Source: an optimization exercise on an open RTL-to-GDS flow (aim: small area, a short achievable clock period and few clock cycles per item). Production flows keep margins and buffers that such runs may drop. In this exercise RTL edits were held to simulation tests only and were not proved equivalent to the original. Not every run is shown, and edits may drop behaviour that the tests do not exercise.

`flow/design.v`:
```
`timescale 1ns/1ps
module conv_core #(
    parameter DATA_WIDTH  = 16,
    parameter FRAC_BITS   = 8,
    parameter IMG_WIDTH   = 8,
    parameter IMG_HEIGHT  = 8,
    parameter NUM_FILTERS = 4
)(
    input  wire clk,
    input  wire reset,
    input  wire start,
    output reg  done,
    input  wire                  ld_we,
    input  wire [6:0]            ld_addr,
    input  wire [DATA_WIDTH-1:0] ld_data,
    input  wire [5:0]            rd_addr,
    output wire [DATA_WIDTH-1:0] rd_data
);
    localparam IMG_SIZE      = IMG_WIDTH * IMG_HEIGHT;
    localparam OUT_CONV_W    = IMG_WIDTH  - 2;
    localparam OUT_CONV_H    = IMG_HEIGHT - 2;
    localparam OUT_CONV_SIZE = OUT_CONV_W * OUT_CONV_H;
    localparam OUT_POOL_W    = OUT_CONV_W / 2;
    localparam OUT_POOL_H    = OUT_CONV_H / 2;
    localparam OUT_POOL_SIZE = OUT_POOL_W * OUT_POOL_H;
    reg signed [DATA_WIDTH-1:0] in_mem   [0:IMG_SIZE-1];                      
    reg signed [DATA_WIDTH-1:0] w_mem    [0:NUM_FILTERS*9-1];                 
    reg signed [DATA_WIDTH-1:0] conv_mem [0:NUM_FILTERS*OUT_CONV_SIZE-1];     
    reg signed [DATA_WIDTH-1:0] pool_mem [0:NUM_FILTERS*OUT_POOL_SIZE-1];     
    localparam S_IDLE      = 3'd0;
    localparam S_CONV      = 3'd1;
    localparam S_POOL      = 3'd2;
    localparam S_DONE      = 3'd3;
    reg [2:0] state;
    reg [$clog2(IMG_HEIGHT)-1:0] row;
    reg [$clog2(IMG_WIDTH)-1:0]  col;
    reg [$clog2(NUM_FILTERS)-1:0] filter;
    reg [$clog2(OUT_CONV_H)-1:0] prow;
    reg [$clog2(OUT_CONV_W)-1:0] pcol;
    function integer idx_in;
        input integer r;
        input integer c;
        begin
            idx_in = r*IMG_WIDTH + c;
        end
    endfunction
    function integer idx_conv;
        input integer f;
        input integer r;
        input integer c;
        begin
            idx_conv = f*OUT_CONV_SIZE + r*OUT_CONV_W + c;
        end
    endfunction
    function integer idx_pool;
        input integer f;
        input integer r;
        input integer c;
        begin
            idx_pool = f*OUT_POOL_SIZE + r*OUT_POOL_W + c;
        end
    endfunction
    always @(posedge clk) begin
        if (ld_we) begin
            if (ld_addr < IMG_SIZE)
                in_mem[ld_addr] <= ld_data;
            else if (ld_addr < IMG_SIZE + NUM_FILTERS*9)
                w_mem[ld_addr - IMG_SIZE] <= ld_data;
        end
    end
    assign rd_data = pool_mem[rd_addr];
    reg signed [2*DATA_WIDTH-1:0] sum_ext;
    reg signed [DATA_WIDTH-1:0]   acc;
    reg signed [DATA_WIDTH-1:0]   relu_out;
    integer wbase;
    always @* begin
        wbase   = filter * 9;
        sum_ext = 0;
        sum_ext = sum_ext + in_mem[idx_in(row,   col  )] * w_mem[wbase+0];
        sum_ext = sum_ext + in_mem[idx_in(row,   col+1)] * w_mem[wbase+1];
        sum_ext = sum_ext + in_mem[idx_in(row,   col+2)] * w_mem[wbase+2];
        sum_ext = sum_ext + in_mem[idx_in(row+1, col  )] * w_mem[wbase+3];
        sum_ext = sum_ext + in_mem[idx_in(row+1, col+1)] * w_mem[wbase+4];
        sum_ext = sum_ext + in_mem[idx_in(row+1, col+2)] * w_mem[wbase+5];
        sum_ext = sum_ext + in_mem[idx_in(row+2, col  )] * w_mem[wbase+6];
        sum_ext = sum_ext + in_mem[idx_in(row+2, col+1)] * w_mem[wbase+7];
        sum_ext = sum_ext + in_mem[idx_in(row+2, col+2)] * w_mem[wbase+8];
        sum_ext  = sum_ext >>> FRAC_BITS;
        acc      = sum_ext[DATA_WIDTH-1:0];
        relu_out = (acc < 0) ? {DATA_WIDTH{1'b0}} : acc;
    end
    reg signed [DATA_WIDTH-1:0] a00, a01, a10, a11;
    reg signed [DATA_WIDTH-1:0] max0, max1, maxv;
    always @* begin
        a00 = conv_mem[idx_conv(filter, 2*prow,   2*pcol  )];
        a01 = conv_mem[idx_conv(filter, 2*prow,   2*pcol+1)];
        a10 = conv_mem[idx_conv(filter, 2*prow+1, 2*pcol  )];
        a11 = conv_mem[idx_conv(filter, 2*prow+1, 2*pcol+1)];
        max0 = (a00 > a01) ? a00 : a01;
        max1 = (a10 > a11) ? a10 : a11;
        maxv = (max0 > max1) ? max0 : max1;
    end
    always @(posedge clk) begin
        if (state == S_CONV)
            conv_mem[idx_conv(filter, row, col)] <= relu_out;
        if (state == S_POOL)
            pool_mem[idx_pool(filter, prow, pcol)] <= maxv;
    end
    always @(posedge clk) begin
        if (reset) begin
            state  <= S_IDLE;
            done   <= 1'b0;
            row    <= 0;
            col    <= 0;
            filter <= 0;
            prow   <= 0;
            pcol   <= 0;
        end else begin
            done <= 1'b0;
            case (state)
                S_IDLE: begin
                    if (start) begin
                        row    <= 0;
                        col    <= 0;
                        filter <= 0;
                        state  <= S_CONV;
                    end
                end
                S_CONV: begin
                    if (col == OUT_CONV_W-1) begin
                        col <= 0;
                        if (row == OUT_CONV_H-1) begin
                            row <= 0;
                            if (filter == NUM_FILTERS-1) begin
                                filter <= 0;
                                prow   <= 0;
                                pcol   <= 0;
                                state  <= S_POOL;
                            end else begin
                                filter <= filter + 1;
                            end
                        end else begin
                            row <= row + 1;
                        end
                    end else begin
                        col <= col + 1;
                    end
                end
                S_POOL: begin
                    if (pcol == OUT_POOL_W-1) begin
                        pcol <= 0;
                        if (prow == OUT_POOL_H-1) begin
                            prow <= 0;
                            if (filter == NUM_FILTERS-1) begin
                                state <= S_DONE;
                            end else begin
                                filter <= filter + 1;
                            end
                        end else begin
                            prow <= prow + 1;
                        end
                    end else begin
                        pcol <= pcol + 1;
                    end
                end
                S_DONE: begin
                    done  <= 1'b1;
                    state <= S_IDLE;
                end
                default: begin
                    state <= S_IDLE;
                end
            endcase
        end
    end
endmodule
`timescale 1ns/1ps
module cnn_top (
    input  wire        clk,
    input  wire        reset,
    input  wire        start,
    output wire        done,
    input  wire        ld_we,
    input  wire [6:0]  ld_addr,
    input  wire [15:0] ld_data,
    input  wire [5:0]  rd_addr,
    output wire [15:0] rd_data
);
    conv_core #(
        .DATA_WIDTH (16),
        .FRAC_BITS  (8),
        .IMG_WIDTH  (8),
        .IMG_HEIGHT (8),
        .NUM_FILTERS(4)
    ) CORE (
        .clk     (clk),
        .reset   (reset),
        .start   (start),
        .done    (done),
        .ld_we   (ld_we),
        .ld_addr (ld_addr),
        .ld_data (ld_data),
        .rd_addr (rd_addr),
        .rd_data (rd_data)
    );
endmodule
```
`flow/run.sh`:
```
#!/bin/bash
# synth_recipe.tcl (not shown) runs the flow's synth.tcl, then flattens the netlist and writes it again
# the make line also repeats each setting of config.mk as NAME=value (left out here)
make -C /OpenROAD-flow-scripts/flow DESIGN_CONFIG=/design/flow/config.mk WORK_HOME=/design/flow/orfs CLKGATE_MAP_FILE= SYNTH_SCRIPT=/design/flow/synth_recipe.tcl finish
```
`flow/config.mk`:
```
export PLATFORM = sky130hd
export DESIGN_NAME = cnn_top
export DESIGN_NICKNAME = cnn_top
export VERILOG_FILES = /design/flow/design.v
export SDC_FILE = /design/flow/constraint.sdc
export NUM_CORES = 4
export LEC_CHECK = 0
export CAP_MARGIN = 20
export CORE_MARGIN = 2
export CORE_UTILIZATION = 40
export SLEW_MARGIN = 20
```
`flow/constraint.sdc`:
```
create_clock -name core_clock -period 20.0 [get_ports {clk}]
set_input_delay 4.0000 -clock core_clock [delete_from_list [all_inputs] [get_ports {clk}]]
set_output_delay 4.0000 -clock core_clock [all_outputs]
set_load 0.01 [all_outputs]
```
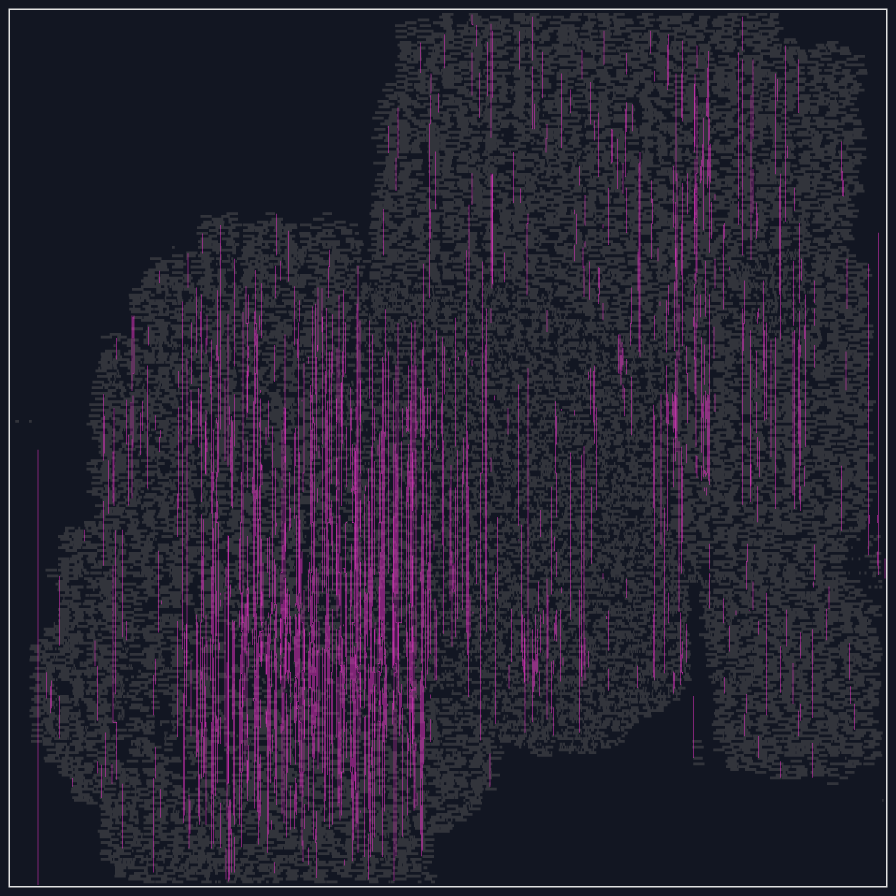
Fig. 1. Signal wires on met4 (run 1).
Cells faint in the background.
share of all routed wire: 6.5%
main direction: vertical
longest straight run: 486 µm
nets with wire on the layer: 644
wire length on this layer: 66.7 mm
DR vias: 175.9k
final wirelength: 1026 mm

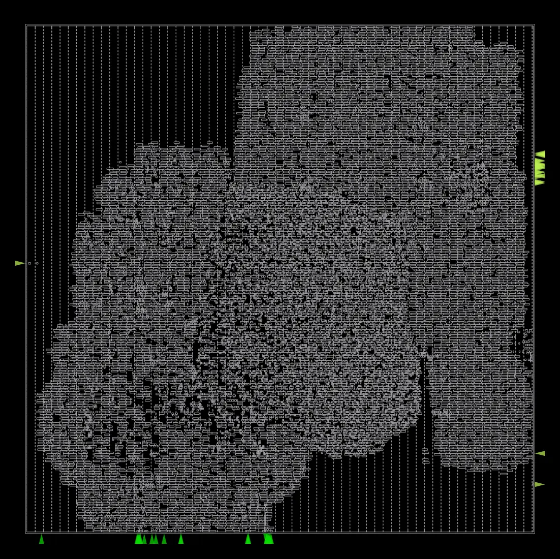
Fig. 2. Placement view (run 1).
row cnt: 310
sequential share of cell area: 41.03%
Layout fillers: 62.18k
fin cells: 28.48k

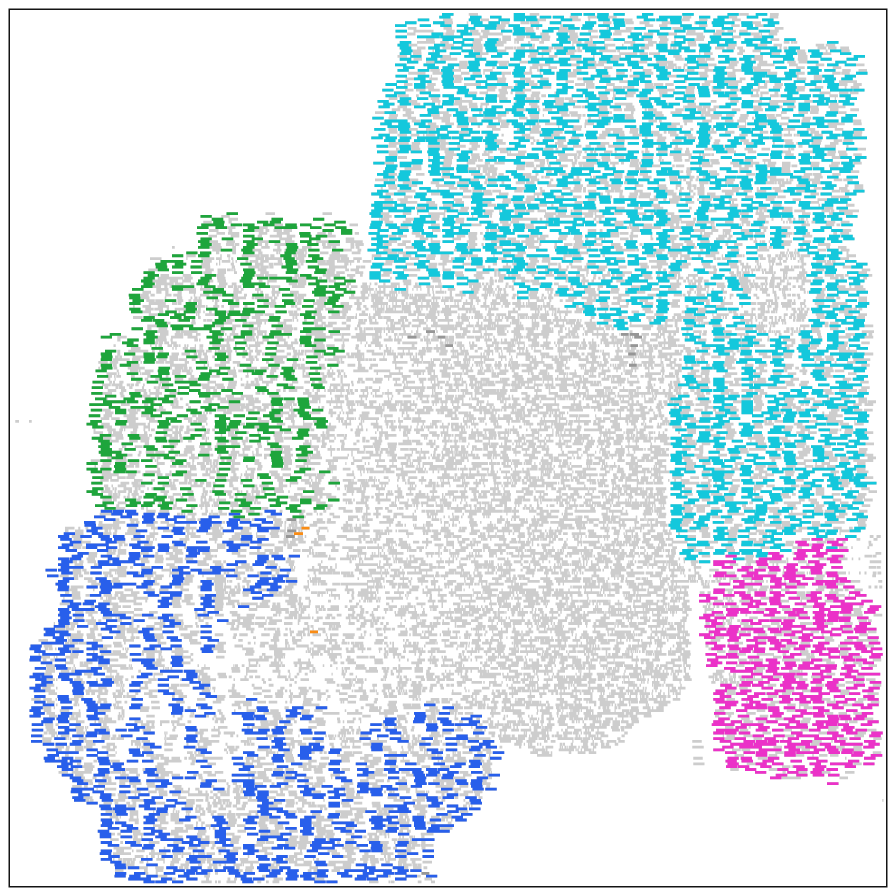
Fig. 3. Sequential cells grouped by signal name (run 1).
| name in the netlist | color | flops |
|---|---|---|
| CORE.row | orange | 3 |
| CORE.conv_mem | cyan | 2160 |
| CORE.w_mem | green | 576 |
| CORE.pool_mem | magenta | 540 |
| CORE.in_mem | blue | 1024 |
not colored: 14
Final Core Density: 44.35%
Reg area: 0.1295 mm²

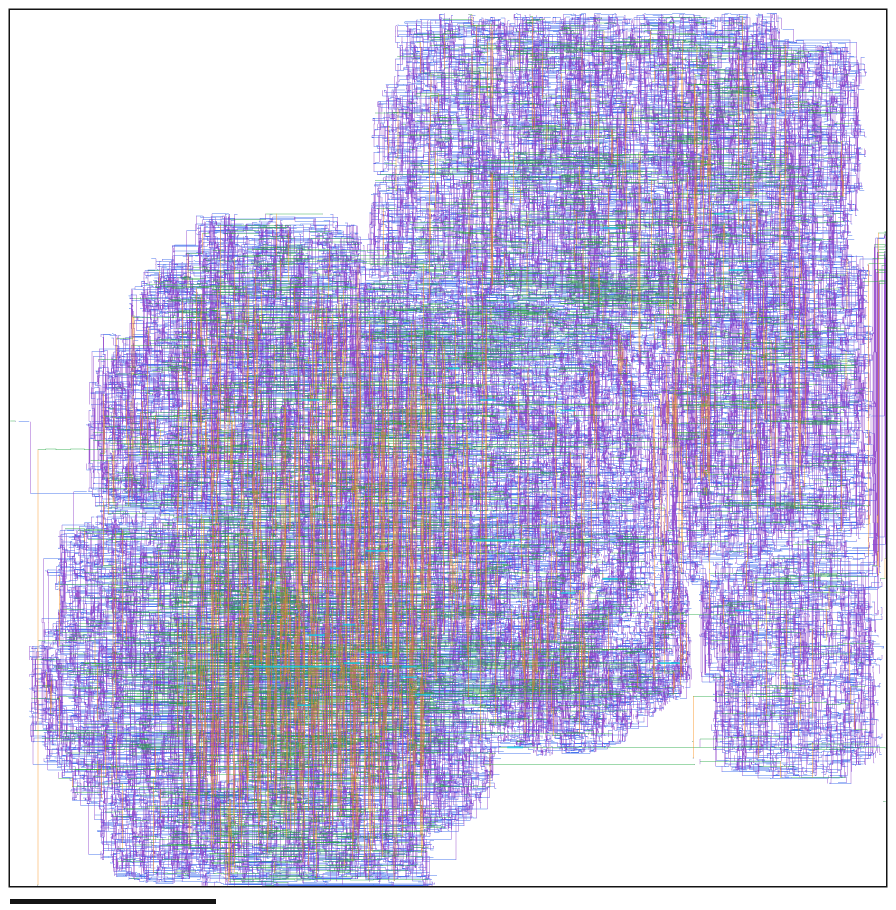
Fig. 4. Wiring by layer (run 1).
Bar = 200 µm.
| layer | color | wire length |
|---|---|---|
| met4 | orange | 66.7 mm |
| met2 | purple | 452 mm |
| met1 | blue | 384 mm |
| met5 | cyan | 452 µm |
| met3 | green | 122 mm |

==> impl_results.md, run 1 <==
- Min-Delay Path Class: flip-flop to flip-flop
- Launch point of the worst reg-to-reg path: CORE.col[1]
- Critical path class: flip-flop to flip-flop
- Met1 Use GR: 37.14%
- Placeable core area: 0.7117 mm²
- CP endpoint: CORE.conv_mem[87][13]
- Setup crit end kind: flip-flop
- CTS Buf Count: roughly 460
- Hold_sp: CORE.state[0]
- Initial Utilization: ~40%
- Status: no timing/DRC/antenna violations
- DRC viols: 0
- Area delta synth->final: 10.58%
- Synth top area share: 45.24%
- Commonest cells after routing, fill and taps aside: edfxtp_1, mux4_2, inv_1
- DR iter-0 viols: approximately 25k
- Top cells by area, synth: edfxtp_1, mux4_2, fa_1
- Post-Syn Instances: 18.49k
- Die height: 848.8 µm
- CP Launch Type: flip-flop
- Synth Area in Compound Gates: 1.962%
- Mapped cell area: 0.2854 mm²
- Dpl hpwl: 739.7 mm
- TritonCTS clock tree: built
- Post-Syn Nets: 21.10k
- CP Data Required Time: between 20000 and 25000 ps
- CP Max Fanout: between 90 and 100
- Crit path max-delay family: adder cells
- CTS-repair resized insts: 0
- Syn Area/Cell: 15.44 µm²
- CP Buf/Inv Count: 12
- Most flop-heavy register: CORE.conv_mem
- DIE AREA: 0.7204 mm²
Testbench counts for the RTL of run 1, summed over its fixed seeds: cycles 36,376, jobs 128.
run 1: through the flow:
stage | instances | worst slack, ps | hold WS, ps
detailed placement | 27557 | 2587 | 558.0
CTS | 28414 | 2440 | 566.9
finish | 28481 | 1960 | 577.6
global placement | 27549 | 2691 | 529.0
global route | 28446 | 1548 | 584.5
floorplan | 18492 | -407.1 | 509.6
run 1: layout make-up:
| class | instances | area (µm²) |
|---|---|---|
| diodes | 63 | 157.7 |
| clock buffers | 547 | 11880 |
| clock inverters | 310 | 3497 |
| fillers | 62183 | 396100 |
| inverters | 2219 | 8335 |
| multi-input cells | 10830 | 144700 |
| flip-flops and latches | 4317 | 129500 |
| well taps | 9516 | 11910 |
| repair buffers | 679 | 5677 |
run 1: worst min-delay path: stages (launching register included):
cell      delay [ps]
dfxtp_1          340
inv_1            100
a211oi_1          80
==> run 2: too many edits to list; what changed since run 1 <==
flow/design.v: 206 -> 2425 lines; modules unchanged: 1
  conv_core: edited, 175 -> 207 lines
  dp9cs: new, 2187 lines
==> module conv_core as of run 2 <==
module conv_core #(
    parameter DATA_WIDTH  = 16,
    parameter FRAC_BITS   = 8,
    parameter IMG_WIDTH   = 8,
    parameter IMG_HEIGHT  = 8,
    parameter NUM_FILTERS = 4
)(
    input  wire clk,
    input  wire reset,
    input  wire start,
    output reg  done,
    input  wire                  ld_we,
    input  wire [6:0]            ld_addr,
    input  wire [DATA_WIDTH-1:0] ld_data,
    input  wire [5:0]            rd_addr,
    output wire [DATA_WIDTH-1:0] rd_data
);
    wire [16*64-1:0] img;    
    wire [16*36-1:0] wt;     
    genvar gi, gj;
    generate
        for (gi = 0; gi < 64; gi = gi + 1) begin : g_img
            reg [15:0] q;
            always @(posedge clk)
                if (ld_we && ld_addr == gi)
                    q <= ld_data;
            assign img[16*gi +: 16] = q;
        end
        for (gi = 0; gi < 36; gi = gi + 1) begin : g_wt
            reg [15:0] q;
            always @(posedge clk)
                if (ld_we && ld_addr == 64 + gi)
                    q <= ld_data;
            assign wt[16*gi +: 16] = q;
        end
    endgenerate
    wire       img_w = ld_we & (ld_addr < 7'd64);
    wire [3:0] inval;
    generate
        for (gi = 0; gi < 4; gi = gi + 1) begin : g_inval
            assign inval[gi] = img_w |
                (ld_we & (ld_addr >= 64 + 9*gi) & (ld_addr < 73 + 9*gi));
        end
    endgenerate
    reg        act;          
    reg [17:0] pos;          
    reg [3:0]  fsel;         
    reg [3:0]  cf;           
    reg [3:0]  clean;        
    reg        running;      
    reg        copy;         
    reg        v1, odd1, last1;    
    reg        v2, odd2, last2;    
    reg [3:0]  f1, f2;             
    wire pos_odd  = |(pos & 18'b10_1010_1010_1010_1010);
    wire abort    = act & |(inval & fsel);           
    wire task_end = act & pos[17] & ~abort;
    wire [3:0] pend = ({4{v1 & last1}} & f1) | ({4{v2 & last2}} & f2);
    wire [3:0] need = ~cf & ~pend & ~(act ? fsel : 4'd0);
    wire [3:0] pick = need & ~(need - 4'd1);         
    wire       fin  = v2 & last2 & odd2;             
    always @(posedge clk) begin
        if (reset) begin
            act     <= 1'b0;
            pos     <= 18'd1;
            cf      <= 4'd0;
            running <= 1'b0;
            copy    <= 1'b0;
            v1      <= 1'b0;
            v2      <= 1'b0;
            done    <= 1'b0;
        end else begin
            v1    <= act;
            odd1  <= pos_odd;
            last1 <= task_end;
            f1    <= fsel;
            v2    <= v1;
            odd2  <= odd1;
            last2 <= last1;
            f2    <= f1;
            if (abort) begin
                pos <= 18'd1;
            end else if (act) begin
                pos <= {pos[16:0], pos[17]};
                if (pos[17]) begin
                    act <= |need;
                    if (|need)
                        fsel <= pick;
                end
            end else if (|need) begin
                act  <= 1'b1;
                pos  <= 18'd1;
                fsel <= pick;
            end
            cf <= (cf & ~inval) | ({4{fin}} & f2 & clean & ~inval);
            copy <= 1'b0;
            done <= copy;
            if (start)
                running <= 1'b1;
            if ((running | start) & ~copy & (&cf)) begin
                copy    <= 1'b1;
                running <= 1'b0;
            end
        end
    end
    always @(posedge clk)
        clean <= (clean | ({4{act & pos[0]}} & fsel)) & ~inval;
    reg [16*12-1:0] patch;
    integer i, j, p, c, f, k;
    always @* begin
        patch = {16*12{1'b0}};
        for (i = 0; i < 4; i = i + 1)
            for (j = 0; j < 3; j = j + 1)
                for (p = 0; p < 3; p = p + 1)
                    for (c = 0; c < 6; c = c + 1)
                        patch[16*(i*3+j) +: 16] = patch[16*(i*3+j) +: 16] |
                            ({16{pos[p*6+c]}} & img[16*((2*p+i)*8 + c + j) +: 16]);
    end
    reg [16*9-1:0] wsel;
    always @* begin
        wsel = {16*9{1'b0}};
        for (k = 0; k < 9; k = k + 1)
            for (f = 0; f < 4; f = f + 1)
                wsel[16*k +: 16] = wsel[16*k +: 16] | ({16{fsel[f]}} & wt[16*(f*9 + k) +: 16]);
    end
    wire [71:0] bn_c, b1_c, b2_c;
    generate
        for (gi = 0; gi < 9; gi = gi + 1) begin : g_benc
            wire [16:0] x = {wsel[16*gi +: 16], 1'b0};
            for (gj = 0; gj < 8; gj = gj + 1) begin : g_d
                assign bn_c[gi*8+gj] = x[2*gj+2];
                assign b1_c[gi*8+gj] = x[2*gj+1] ^ x[2*gj];
                assign b2_c[gi*8+gj] = (x[2*gj+2] & ~x[2*gj+1] & ~x[2*gj]) |
                                       (~x[2*gj+2] & x[2*gj+1] & x[2*gj]);
            end
        end
    endgenerate
    reg [16*12-1:0] patch_r;
    reg [71:0]      bn, b1, b2;
    always @(posedge clk) begin
        patch_r <= patch;
        bn      <= bn_c;
        b1      <= b1_c;
        b2      <= b2_c;
    end
    wire [143:0] px0, px1;
    generate
        for (gi = 0; gi < 3; gi = gi + 1) begin : g_px
            for (gj = 0; gj < 3; gj = gj + 1) begin : g_pxc
                assign px0[16*(gi*3+gj) +: 16] = patch_r[16*(gi*3+gj) +: 16];
                assign px1[16*(gi*3+gj) +: 16] = patch_r[16*((gi+1)*3+gj) +: 16];
            end
        end
    endgenerate
    wire [23:0] sa0, sb0, sa1, sb1;
    dp9cs DP0 (.px(px0), .bn(bn), .b1(b1), .b2(b2), .sa(sa0), .sb(sb0));
    dp9cs DP1 (.px(px1), .bn(bn), .b1(b1), .b2(b2), .sa(sa1), .sb(sb1));
    reg [23:0] ca0, cb0, ca1, cb1;
    always @(posedge clk) begin
        ca0 <= sa0; cb0 <= sb0;
        ca1 <= sa1; cb1 <= sb1;
    end
    wire [23:0] s0 = ca0 + cb0;
    wire [23:0] s1 = ca1 + cb1;
    wire [14:0] r0 = s0[23] ? 15'd0 : s0[22:8];
    wire [14:0] r1 = s1[23] ? 15'd0 : s1[22:8];
    wire [14:0] m01 = (r0 > r1) ? r0 : r1;               
    reg  [14:0] runmax;                                 
    wire [14:0] pooled = (runmax > m01) ? runmax : m01;
    always @(posedge clk)
        if (v2 && !odd2)
            runmax <= m01;
    reg [15*36-1:0] work;
    generate
        for (gi = 0; gi < 4; gi = gi + 1) begin : g_work
            always @(posedge clk)
                if (v2 && odd2 && f2[gi])
                    work[15*9*gi +: 15*9] <= {pooled, work[15*9*gi+15 +: 15*8]};
        end
    endgenerate
    reg [15*36-1:0] res;
    always @(posedge clk)
        if (copy)
            res <= work;
    wire [7:0]  rd_lo;                       
    wire [4:0]  rd_hi;                       
    wire [35:0] rd_sel;
    generate
        for (gi = 0; gi < 8; gi = gi + 1) begin : g_rdlo
            assign rd_lo[gi] = (rd_addr[2:0] == gi);
        end
        for (gi = 0; gi < 5; gi = gi + 1) begin : g_rdhi
            assign rd_hi[gi] = (rd_addr[5:3] == gi);
        end
        for (gi = 0; gi < 36; gi = gi + 1) begin : g_rdsel
            assign rd_sel[gi] = rd_hi[gi / 8] & rd_lo[gi % 8];
        end
    endgenerate
    reg [14:0] rd_res;
    integer a;
    always @* begin
        rd_res = 15'd0;
        for (a = 0; a < 36; a = a + 1)
            rd_res = rd_res | ({15{rd_sel[a]}} & res[15*a +: 15]);
    end
    assign rd_data = {1'b0, rd_res};
endmodule
--- a/flow/config.mk
+++ b/flow/config.mk
@@ -6,4 +6,5 @@
 export NUM_CORES = 4
 export LEC_CHECK = 0
+export ABC_AREA = 1
 export CAP_MARGIN = 20
 export CORE_MARGIN = 2
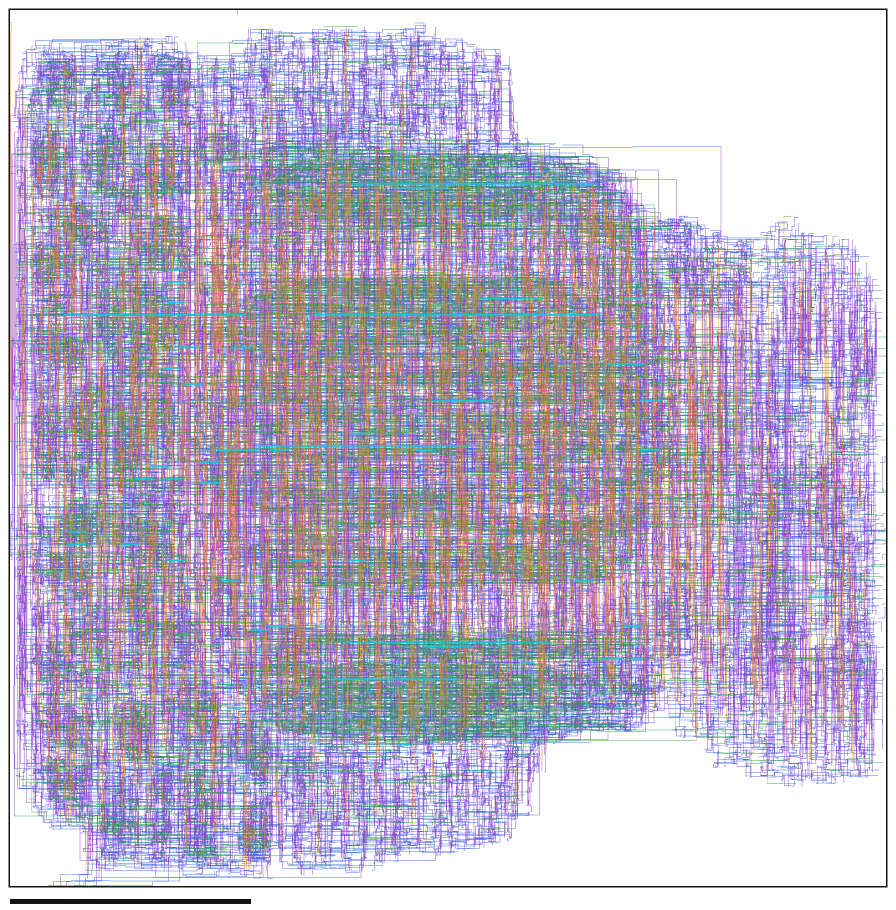
Fig. 5. Wiring by layer (run 2).
Bar = 200 µm.
| layer | color | wire length |
|---|---|---|
| met3 | green | 165 mm |
| met2 | purple | 441 mm |
| met5 | cyan | 1800 µm |
| met4 | orange | 132 mm |
| met1 | blue | 361 mm |

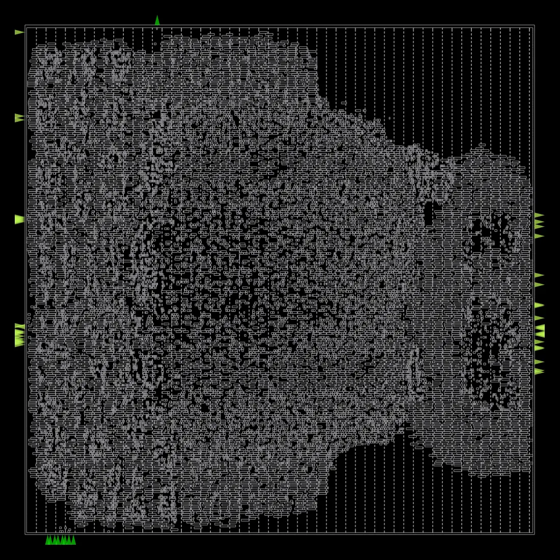
Fig. 6. Placement view (run 2).
Final Core Density: 44.46%
sequential share of cell area: 39.82%
row cnt: 265
# Taps: 6942

==> run 2 against run 1 <==
  * Cell count decreased by 7.5%
  * Sequential share of layout area decreased by 1.2 points
  * Clock skew decreased by 52 ps
  * First-iteration DRC count increased by 25%
  * Register-to-register slack improved by 9700 ps
  * Clock-buffer cell count decreased by 83
  * Critical path type is now input port to primary output
  * Critical endpoint is now rd_data[5]
  * Largest cell class unchanged
==> impl_results.md, run 2 <==
- Crit path max-delay family: simple AND/OR/NAND/NOR gates (was adder cells)
- Status: no timing/DRC/antenna violations (unchanged)
- Most flop-heavy register: CORE.g_img.q (was CORE.conv_mem)
- Pre-antenna DRT Iters: 12 (was 9)
- Commonest cells after routing, fill and taps aside: nand2_1, edfxtp_1, xor2_1 (was edfxtp_1, mux4_2, inv_1)
- Crit path time final: 11730 ps (was 18040 ps)
- Final worst path period share: 58.64% (was 90.20%)
- Sequential fraction of the synthesis area: 44.02% (was 45.36%)
- CP Buf/Inv Count: 5 (was 12)
- Worst hold margin: 398.2 ps (was 577.6 ps)
- Synth top area share: 38.89% (was 45.24%)
- Area delta synth->final: 10.62% (was 10.58%)
- Initial Utilization: 40.19% (was 40.10%)
- Total gr overflow: 0 (unchanged)
- Max-slew headroom: 9.236% (was 7.065%)
- Min-Delay Path Class: flip-flop to flip-flop (unchanged)
- CTS Buf Count: 347 (was 462)
- DRC viols: 0 (unchanged)
- Async set-reset flop share out of synthesis: 0% (unchanged)
- Setup crit end kind: primary output (was flip-flop)
- First-pass GRT wire length: 1461 mm (was 1421 mm)
- Top cells by area, synth: edfxtp_1, fa_1, xor2_1 (was edfxtp_1, mux4_2, fa_1)
- Pre-CTS WS: 8270 ps (was 2587 ps)
- Dpl hpwl: 760.8 mm (was 739.7 mm)
- Syn Area/Cell: 10.90 µm² (was 15.44 µm²)
- CP Data Required Time: 16000 ps (was 20660 ps)
- Cells after DPL: 25.51k (was 27.56k)
- TritonCTS clock tree: built (unchanged)
- CTS-repair resized insts: 0 (unchanged)
- Final WS setup: 8271 ps (was 1960 ps)
- CP Launch Type: input port (was flip-flop)
- Slowest CP cell: nor2_2 (was o211ai_1)
- DIE AREA: 0.5291 mm² (was 0.7204 mm²)
- Critical path class: input port to primary output (was flip-flop to flip-flop)
- Post-Syn Nets: 21.31k (was 21.10k)
- # setup viols final: 0 (unchanged)
- Die X: 727.4 µm (was 848.8 µm)
- Die height: 727.4 µm (was 848.8 µm)
- Vias per cell: 6.680 (was 6.177)
- DR iter-0 viols: 30.69k (was 24.56k)
- CP Max Fanout: 15 (was 96)
- Placeable core area: 0.5209 mm² (was 0.7117 mm²)
- Fraction of layout cells with a size suffix above 1: 8.793% (was 25.63%)
- Post-Syn Instances: 19.20k (was 18.49k)
- Fin cells: 26.34k (was 28.48k)
- Mapped cell area: 0.2093 mm² (was 0.2854 mm²)
Testbench counts for the RTL of run 2, summed over its fixed seeds: cycles 19,352, jobs 128.
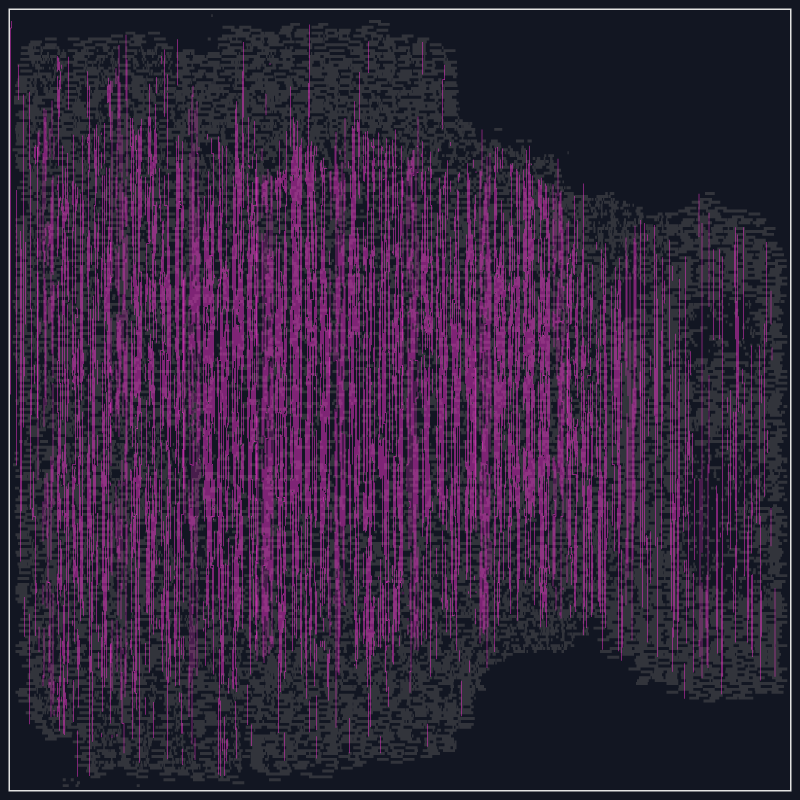
Fig. 7. Signal wires on met4 (run 2).
Cells faint in the background.
longest straight run: 392 µm
share of all routed wire: 12%
wire length on this layer: 132 mm
nets with wire on the layer: 1361
main direction: vertical
DR vias: 176.0k
final wirelength: 1101 mm

## run 2: layer usage
metal | vias to the layer above | track usage [%] | routed length (µm)
li1 | 66574 | - | -
met2 | 17444 | 56.13 | 441000
met5 | - | 1.551 | 1795
met4 | 99 | 37.12 | 131900
met3 | 5221 | 20.24 | 165400
met1 | 86620 | 46.00 | 361400
## run 2: logic make-up (layout without fill, tap and decap cells)
group	count (synthesis)	after routing	share of synthesized area (%)
xor+xnor	2242	2242	9.384
compound gates	3473	3473	11.15
other cells	1	182	0.001791
buf+inv	2733	2756	5.005
mux	70	70	0.3754
fa+ha+maj	2078	2078	19.43
simple gates	5352	5352	10.64
flops	3247	3247	44.02
## run 2: path summary, 6_finish.rpt
kind	start	end	slack, ps	depth (start not counted)
max reg2reg	CORE.patch_r[79]	CORE.cb1[23]	11660	24
max	rd_addr[5]	rd_data[5]	8270	11
min reg2reg	CORE.work[147]	CORE.res[147]	400	0
min	CORE.work[147]	CORE.res[147]	400	0
## run 2: layout make-up
type,instances,area (µm²)
fillers,48493,289300
multi-input cells,13216,107300
flip-flops and latches,3247,92220
clock buffers,464,9708
well taps,6942,8686
repair buffers,751,5877
inverters,1356,5107
clock inverters,185,2261
diodes,181,452.9
==> run 3: changes to the inputs <==
--- a/flow/design.v
+++ b/flow/design.v
@@ -49,7 +49,6 @@
     reg [3:0]  cf;           
     reg [3:0]  clean;        
     reg        running;      
-    reg        copy;         
     reg        v1, odd1, last1;    
     reg        v2, odd2, last2;    
     reg [3:0]  f1, f2;             
@@ -60,13 +59,13 @@
     wire [3:0] need = ~cf & ~pend & ~(act ? fsel : 4'd0);
     wire [3:0] pick = need & ~(need - 4'd1);         
     wire       fin  = v2 & last2 & odd2;             
+    wire       fire = (running | start) & (&cf);     
     always @(posedge clk) begin
         if (reset) begin
             act     <= 1'b0;
             pos     <= 18'd1;
             cf      <= 4'd0;
             running <= 1'b0;
-            copy    <= 1'b0;
             v1      <= 1'b0;
             v2      <= 1'b0;
             done    <= 1'b0;
@@ -94,28 +93,33 @@
                 fsel <= pick;
             end
             cf <= (cf & ~inval) | ({4{fin}} & f2 & clean & ~inval);
-            copy <= 1'b0;
-            done <= copy;
-            if (start)
-                running <= 1'b1;
-            if ((running | start) & ~copy & (&cf)) begin
-                copy    <= 1'b1;
+            done <= fire;
+            if (fire)
                 running <= 1'b0;
-            end
+            else if (start)
+                running <= 1'b1;
         end
     end
     always @(posedge clk)
         clean <= (clean | ({4{act & pos[0]}} & fsel)) & ~inval;
+    wire [2:0] prsel = {|pos[17:12], |pos[11:6], |pos[5:0]};    
+    wire [5:0] csel  = pos[17:12] | pos[11:6] | pos[5:0];         
+    reg [16*32-1:0] rows;                    
     reg [16*12-1:0] patch;
-    integer i, j, p, c, f, k;
+    integer i, j, p, c, f, k, x;
     always @* begin
+        rows = {16*32{1'b0}};
+        for (i = 0; i < 4; i = i + 1)
+            for (x = 0; x < 8; x = x + 1)
+                for (p = 0; p < 3; p = p + 1)
+                    rows[16*(i*8+x) +: 16] = rows[16*(i*8+x) +: 16] |
+                        ({16{prsel[p]}} & img[16*((2*p+i)*8 + x) +: 16]);
         patch = {16*12{1'b0}};
         for (i = 0; i < 4; i = i + 1)
             for (j = 0; j < 3; j = j + 1)
-                for (p = 0; p < 3; p = p + 1)
-                    for (c = 0; c < 6; c = c + 1)
-                        patch[16*(i*3+j) +: 16] = patch[16*(i*3+j) +: 16] |
-                            ({16{pos[p*6+c]}} & img[16*((2*p+i)*8 + c + j) +: 16]);
+                for (c = 0; c < 6; c = c + 1)
+                    patch[16*(i*3+j) +: 16] = patch[16*(i*3+j) +: 16] |
+                        ({16{csel[c]}} & rows[16*(i*8 + c + j) +: 16]);
     end
     reg [16*9-1:0] wsel;
     always @* begin
@@ -124,26 +128,24 @@
             for (f = 0; f < 4; f = f + 1)
                 wsel[16*k +: 16] = wsel[16*k +: 16] | ({16{fsel[f]}} & wt[16*(f*9 + k) +: 16]);
     end
-    wire [71:0] bn_c, b1_c, b2_c;
+    reg [16*12-1:0] patch_r;
+    reg [16*9-1:0]  wsel_r;
+    always @(posedge clk) begin
+        patch_r <= patch;
+        wsel_r  <= wsel;
+    end
+    wire [71:0] bn, b1, b2;
     generate
         for (gi = 0; gi < 9; gi = gi + 1) begin : g_benc
-            wire [16:0] x = {wsel[16*gi +: 16], 1'b0};
+            wire [16:0] x = {wsel_r[16*gi +: 16], 1'b0};
             for (gj = 0; gj < 8; gj = gj + 1) begin : g_d
-                assign bn_c[gi*8+gj] = x[2*gj+2];
-                assign b1_c[gi*8+gj] = x[2*gj+1] ^ x[2*gj];
-                assign b2_c[gi*8+gj] = (x[2*gj+2] & ~x[2*gj+1] & ~x[2*gj]) |
-                                       (~x[2*gj+2] & x[2*gj+1] & x[2*gj]);
+                assign bn[gi*8+gj] = x[2*gj+2];
+                assign b1[gi*8+gj] = x[2*gj+1] ^ x[2*gj];
+                assign b2[gi*8+gj] = (x[2*gj+2] & ~x[2*gj+1] & ~x[2*gj]) |
+                                     (~x[2*gj+2] & x[2*gj+1] & x[2*gj]);
             end
         end
     endgenerate
-    reg [16*12-1:0] patch_r;
-    reg [71:0]      bn, b1, b2;
-    always @(posedge clk) begin
-        patch_r <= patch;
-        bn      <= bn_c;
-        b1      <= b1_c;
-        b2      <= b2_c;
-    end
     wire [143:0] px0, px1;
     generate
         for (gi = 0; gi < 3; gi = gi + 1) begin : g_px
@@ -181,7 +183,7 @@
     endgenerate
     reg [15*36-1:0] res;
     always @(posedge clk)
-        if (copy)
+        if (fire && !reset)
             res <= work;
     wire [7:0]  rd_lo;                       
     wire [4:0]  rd_hi;                       
--- a/flow/config.mk
+++ b/flow/config.mk
@@ -9,4 +9,4 @@
 export CAP_MARGIN = 20
 export CORE_MARGIN = 2
 export CORE_UTILIZATION = 40
-export SLEW_MARGIN = 20
+export SLEW_MARGIN = 60
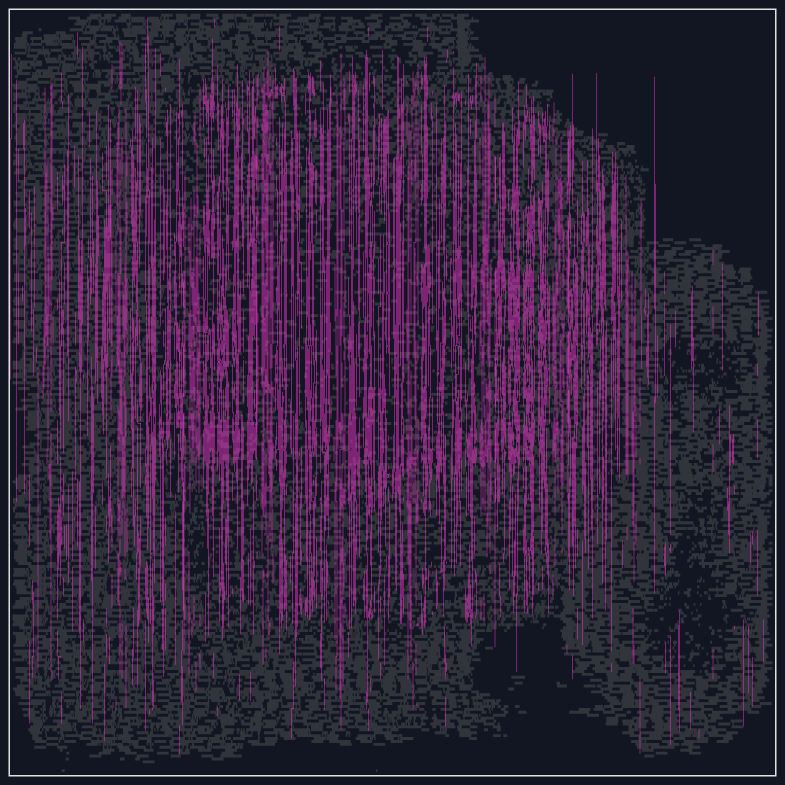
Fig. 8. Signal wires on met4 (run 3).
Cells faint in the background.
final wirelength: 1059 mm
DR vias: 163.3k

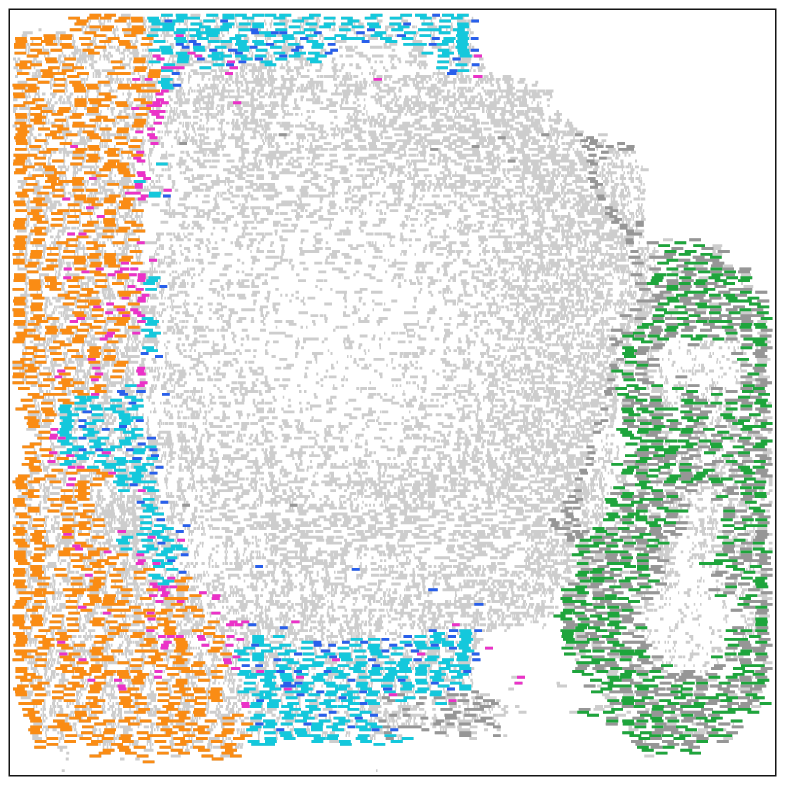
Fig. 9. Sequential cells grouped by signal name (run 3).
| name in the netlist | color | flops |
|---|---|---|
| CORE.patch_r | magenta | 192 |
| CORE.wsel_r | blue | 144 |
| CORE.g_wt.q | cyan | 576 |
| CORE.work | green | 540 |
| CORE.g_img.q | orange | 1024 |
not colored: 698
Final Core Density: 45.40%
sequential share of cell area: 39.90%

==> run 3 against run 2 <==
  * Hold slack lost 12 ps
  * First-iteration DRC count fell by 14%
  * Critical path depth grew 1
  * Non-clock buffer count rose by 155
  * Clock-buffer cell count fell by 26
  * Flip-flop and latch count shrank 73
  * Routed wire length decreased by 3.9%
  * Via count shrank 7.2%
  * Utilization increased by 0.94 points
  * Design area decreased by 1.7%
  * Largest cell class unchanged
==> impl_results.md, run 3 <==
- Status: no timing/DRC/antenna violations (unchanged)
- CP Max Fanout: 9 (was 15)
- Final WS setup: 8377 ps (was 8271 ps)
- Synth Area in Compound Gates: 8.807% (was 11.15%)
- Commonest cells after routing, fill and taps aside: nand2_1, edfxtp_1, xor2_1 (unchanged)
- Die X: 713.4 µm (was 727.4 µm)
- Xor/xnor share of the synthesized area: 9.187% (was 9.384%)
- Top cells by area, synth: edfxtp_1, fa_1, xor2_1 (unchanged)
- DR iter-0 viols: 26.41k (was 30.69k)
- Fin cells: 25.40k (was 26.34k)
- Worst hold margin: 386.6 ps (was 398.2 ps)
- First-pass GRT wire length: 1400 mm (was 1461 mm)
- Area delta synth->final: 13.06% (was 10.62%)
- Setup crit end kind: primary output (unchanged)
- Reg area: 0.09080 mm² (was 0.09222 mm²)
- Crit path time final: 11620 ps (was 11730 ps)
- Multi-input combinational area share: 45.32% (was 46.32%)
- Max-slew headroom: 49.76% (was 9.236%)
- Mux cell area share after synthesis: 0.03232% (was 0.3754%)
- DRC viols: 0 (unchanged)
- Final worst path period share: 58.11% (was 58.64%)
- Antenna cell count: 109 (was 181)
- Non-clk invs: 1060 (was 1356)
- Cells after DPL: 24.64k (was 25.51k)
- Async set-reset flop share out of synthesis: 0% (unchanged)
- Critical path class: input port to primary output (unchanged)
- Pre-CTS WS: 8390 ps (was 8270 ps)
- Post-Syn Instances: 18.42k (was 19.20k)
- CTS-repair resized insts: 0 (unchanged)
- Min-Delay Path Class: flip-flop to flip-flop (unchanged)
- Area-dominant class: multi-input gates (unchanged)
- Layout clock area frac: 4.987% (was 5.169%)
- Multi-Input Combinational: 12.85k (was 13.22k)
- Syn Area/Cell: 10.93 µm² (was 10.90 µm²)
- Area of the multi-input gates: 0.1031 mm² (was 0.1073 mm²)
- Slowest CP cell: clkdlybuf4s50_1 (was nor2_2)
- Dpl hpwl: 755.7 mm (was 760.8 mm)
- Post-Synth Adder-Cell Area: 20.23% (was 19.43%)
- Initial Utilization: 40.16% (was 40.19%)
- Bufs w/o clock: 906 (was 751)
- Pre-antenna DRT Iters: 10 (was 12)
- # clk buffers: 438 (was 464)
- NonClk Buf Share: 4.201% (was 2.538%)
- CP Launch Type: input port (unchanged)
- CTS Buf Count: 337 (was 347)
- TritonCTS clock tree: built (unchanged)
- Post-Syn Nets: 20.53k (was 21.31k)
- CP Buf/Inv Count: 5 (unchanged)
- Seq Cell Count: 3174 (was 3247)
- Simple-gate share of the synthesized area: 12.14% (was 10.64%)
Testbench counts for the RTL of run 3, summed over its fixed seeds: cycles 19,224, jobs 128.
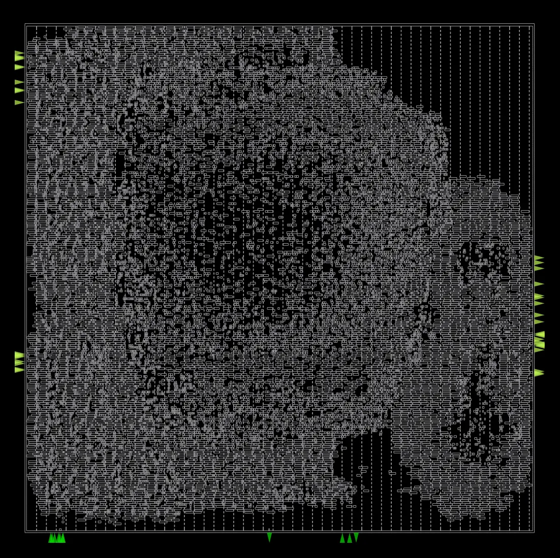
Fig. 10. Placement view (run 3).
# Taps: 6681
row cnt: 260
placeable core area: 0.5013 mm²

-- run 3: cell count changes after synthesis, moves of 116 or more --
| cell | previous run | this run |
|---|---|---|
| a22o_1 | 382 | 142 |
| a21oi_1 | 228 | 108 |
| xor2_1 | 2188 | 1999 |
| inv_1 | 1226 | 969 |
| nand3_1 | 330 | 904 |
| a221oi_1 | 296 | 173 |
| nand4_1 | 529 | 298 |
| o2111ai_1 | 116 | 0 |
| nand2_1 | 3875 | 4192 |
-- run 3: path summary, 6_finish.rpt --
path	endpoint	depth (start not counted)	start
min	CORE.res[274]	0	CORE.work[274]
max	rd_data[11]	12	rd_addr[4]
min reg2reg	CORE.res[274]	0	CORE.work[274]
max reg2reg	CORE.cb1[23]	32	CORE.wsel_r[29]
-- run 3: layer usage --
layer | global-route usage (%) | vias to the layer above | routed length (µm)
li1 | - | 63284 | -
met1 | 47.84 | 81689 | 365900
met2 | 56.72 | 14125 | 427300
met3 | 19.15 | 4063 | 146800
met4 | 35.05 | 90 | 117200
met5 | 1.452 | - | 1542
-- run 3: cell families after synthesis --
logic type / after synthesis
simple gates: 5922
flops: 3174
compound gates: 2726
buf+inv: 2396
xor+xnor: 2110
fa+ha+maj: 2082
mux: 6
other cells: 1

==> notes/layouts.md <==
Pictures saved along the way, in no particular order.

Cells colored by class.
image #1
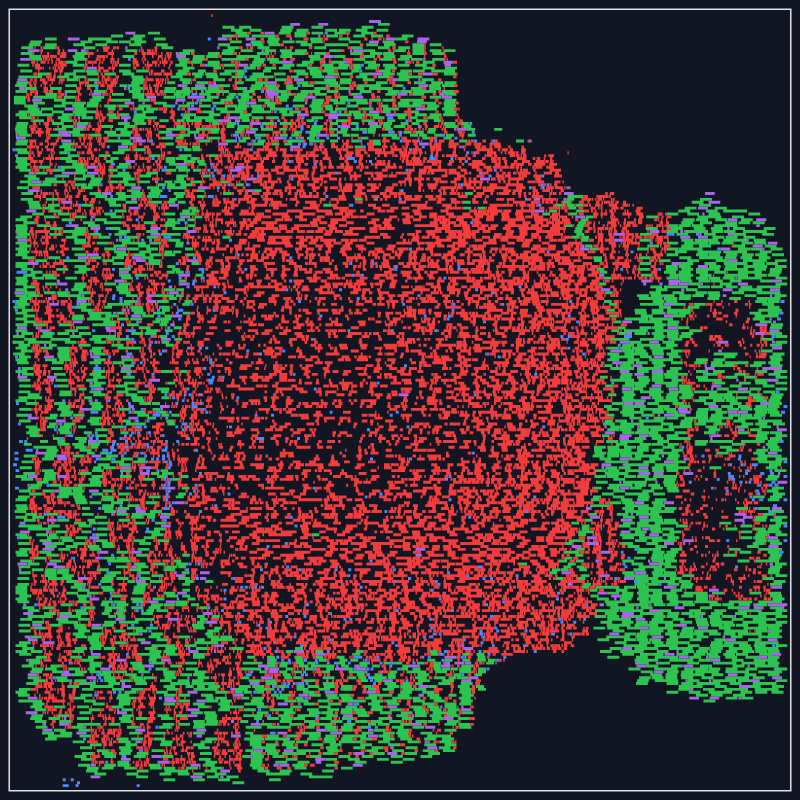
image #2
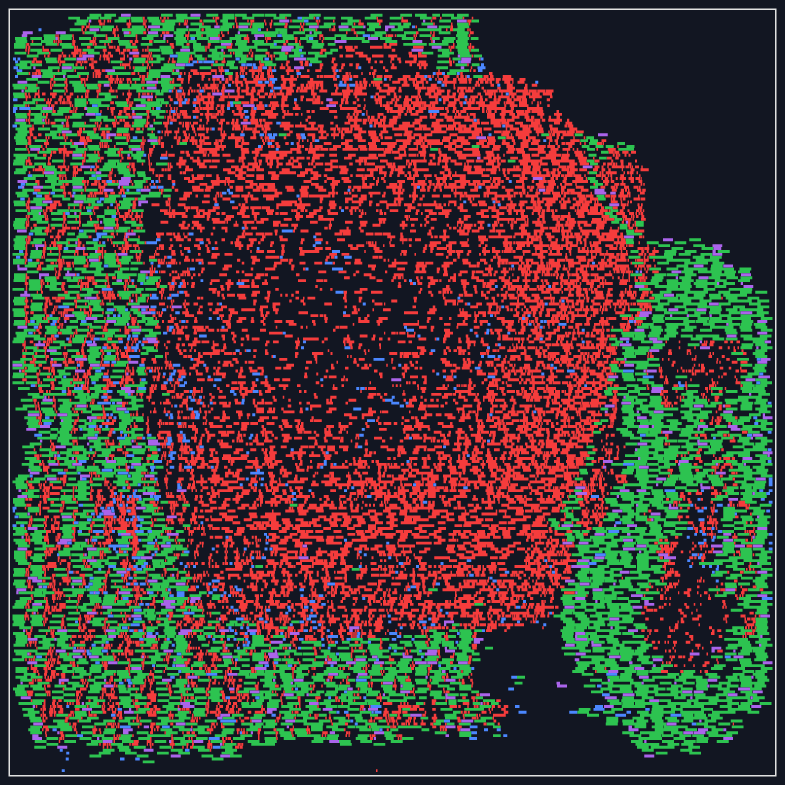
image #3
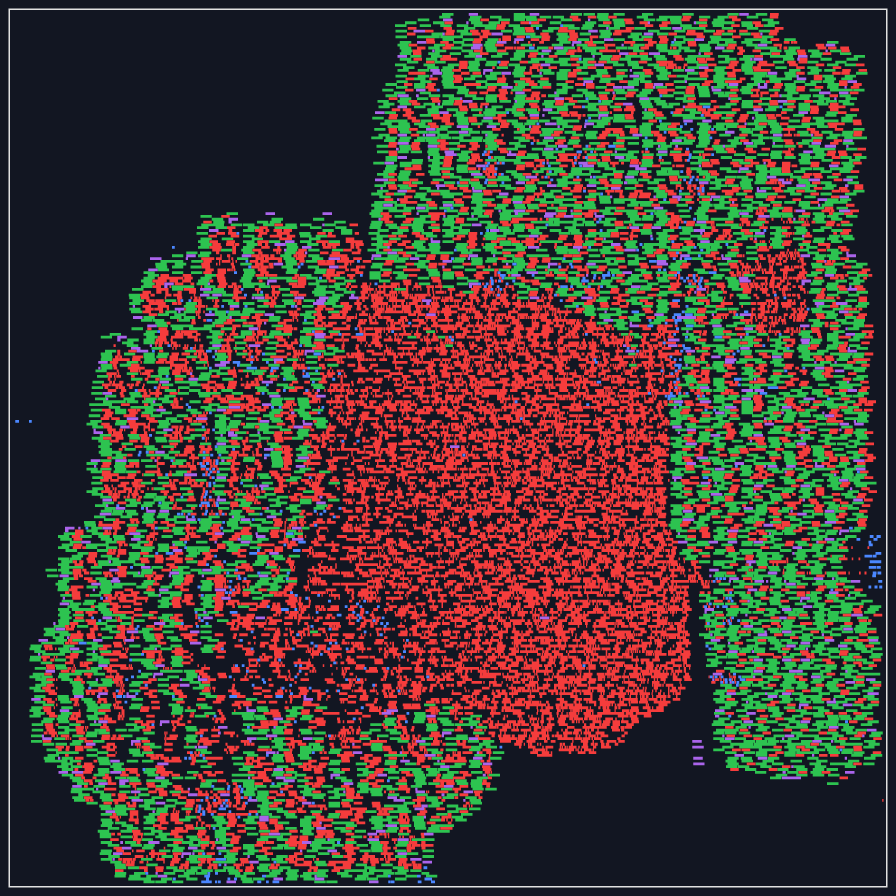
run 1 -> image #3
run 2 -> image #1
run 3 -> image #2

## port drivers added, routing unchanged
Ports are ideal in the flow. The routed layouts listed here were re-timed in OpenROAD. Step 1 (the two cells are an assumption about what drives the block):
set clk [get_ports {clk}]
set_driving_cell -lib_cell sky130_fd_sc_hd__clkbuf_16 $clk
set_driving_cell -lib_cell sky130_fd_sc_hd__buf_2 [delete_from_list [all_inputs] $clk]
Step 2, shift: input delay + t, output delay - t, t = (earliest + latest rising clock arrival at the registers) / 2. This alone moves slack from input paths to output paths. Three values: ideal ports, drivers, drivers and shift; two values: the first two.
run	t, ns	setup slack, ns	worst setup path after step 2	worst register clock-pin slew, ns
run 1	1.216	1.960 / 1.960 / 1.960	register to register	0.08 / 0.08
run 2	1.202	8.271 / 8.240 / 8.240	input to output	0.08 / 0.08
run 3	1.130	8.377 / 8.350 / 8.350	input to output	0.08 / 0.08
After both steps setup and hold are still met in every run listed. For run 2, which loses most, drivers alone change the setup slack by -0.031 ns; drivers and shift together by -0.031 ns.
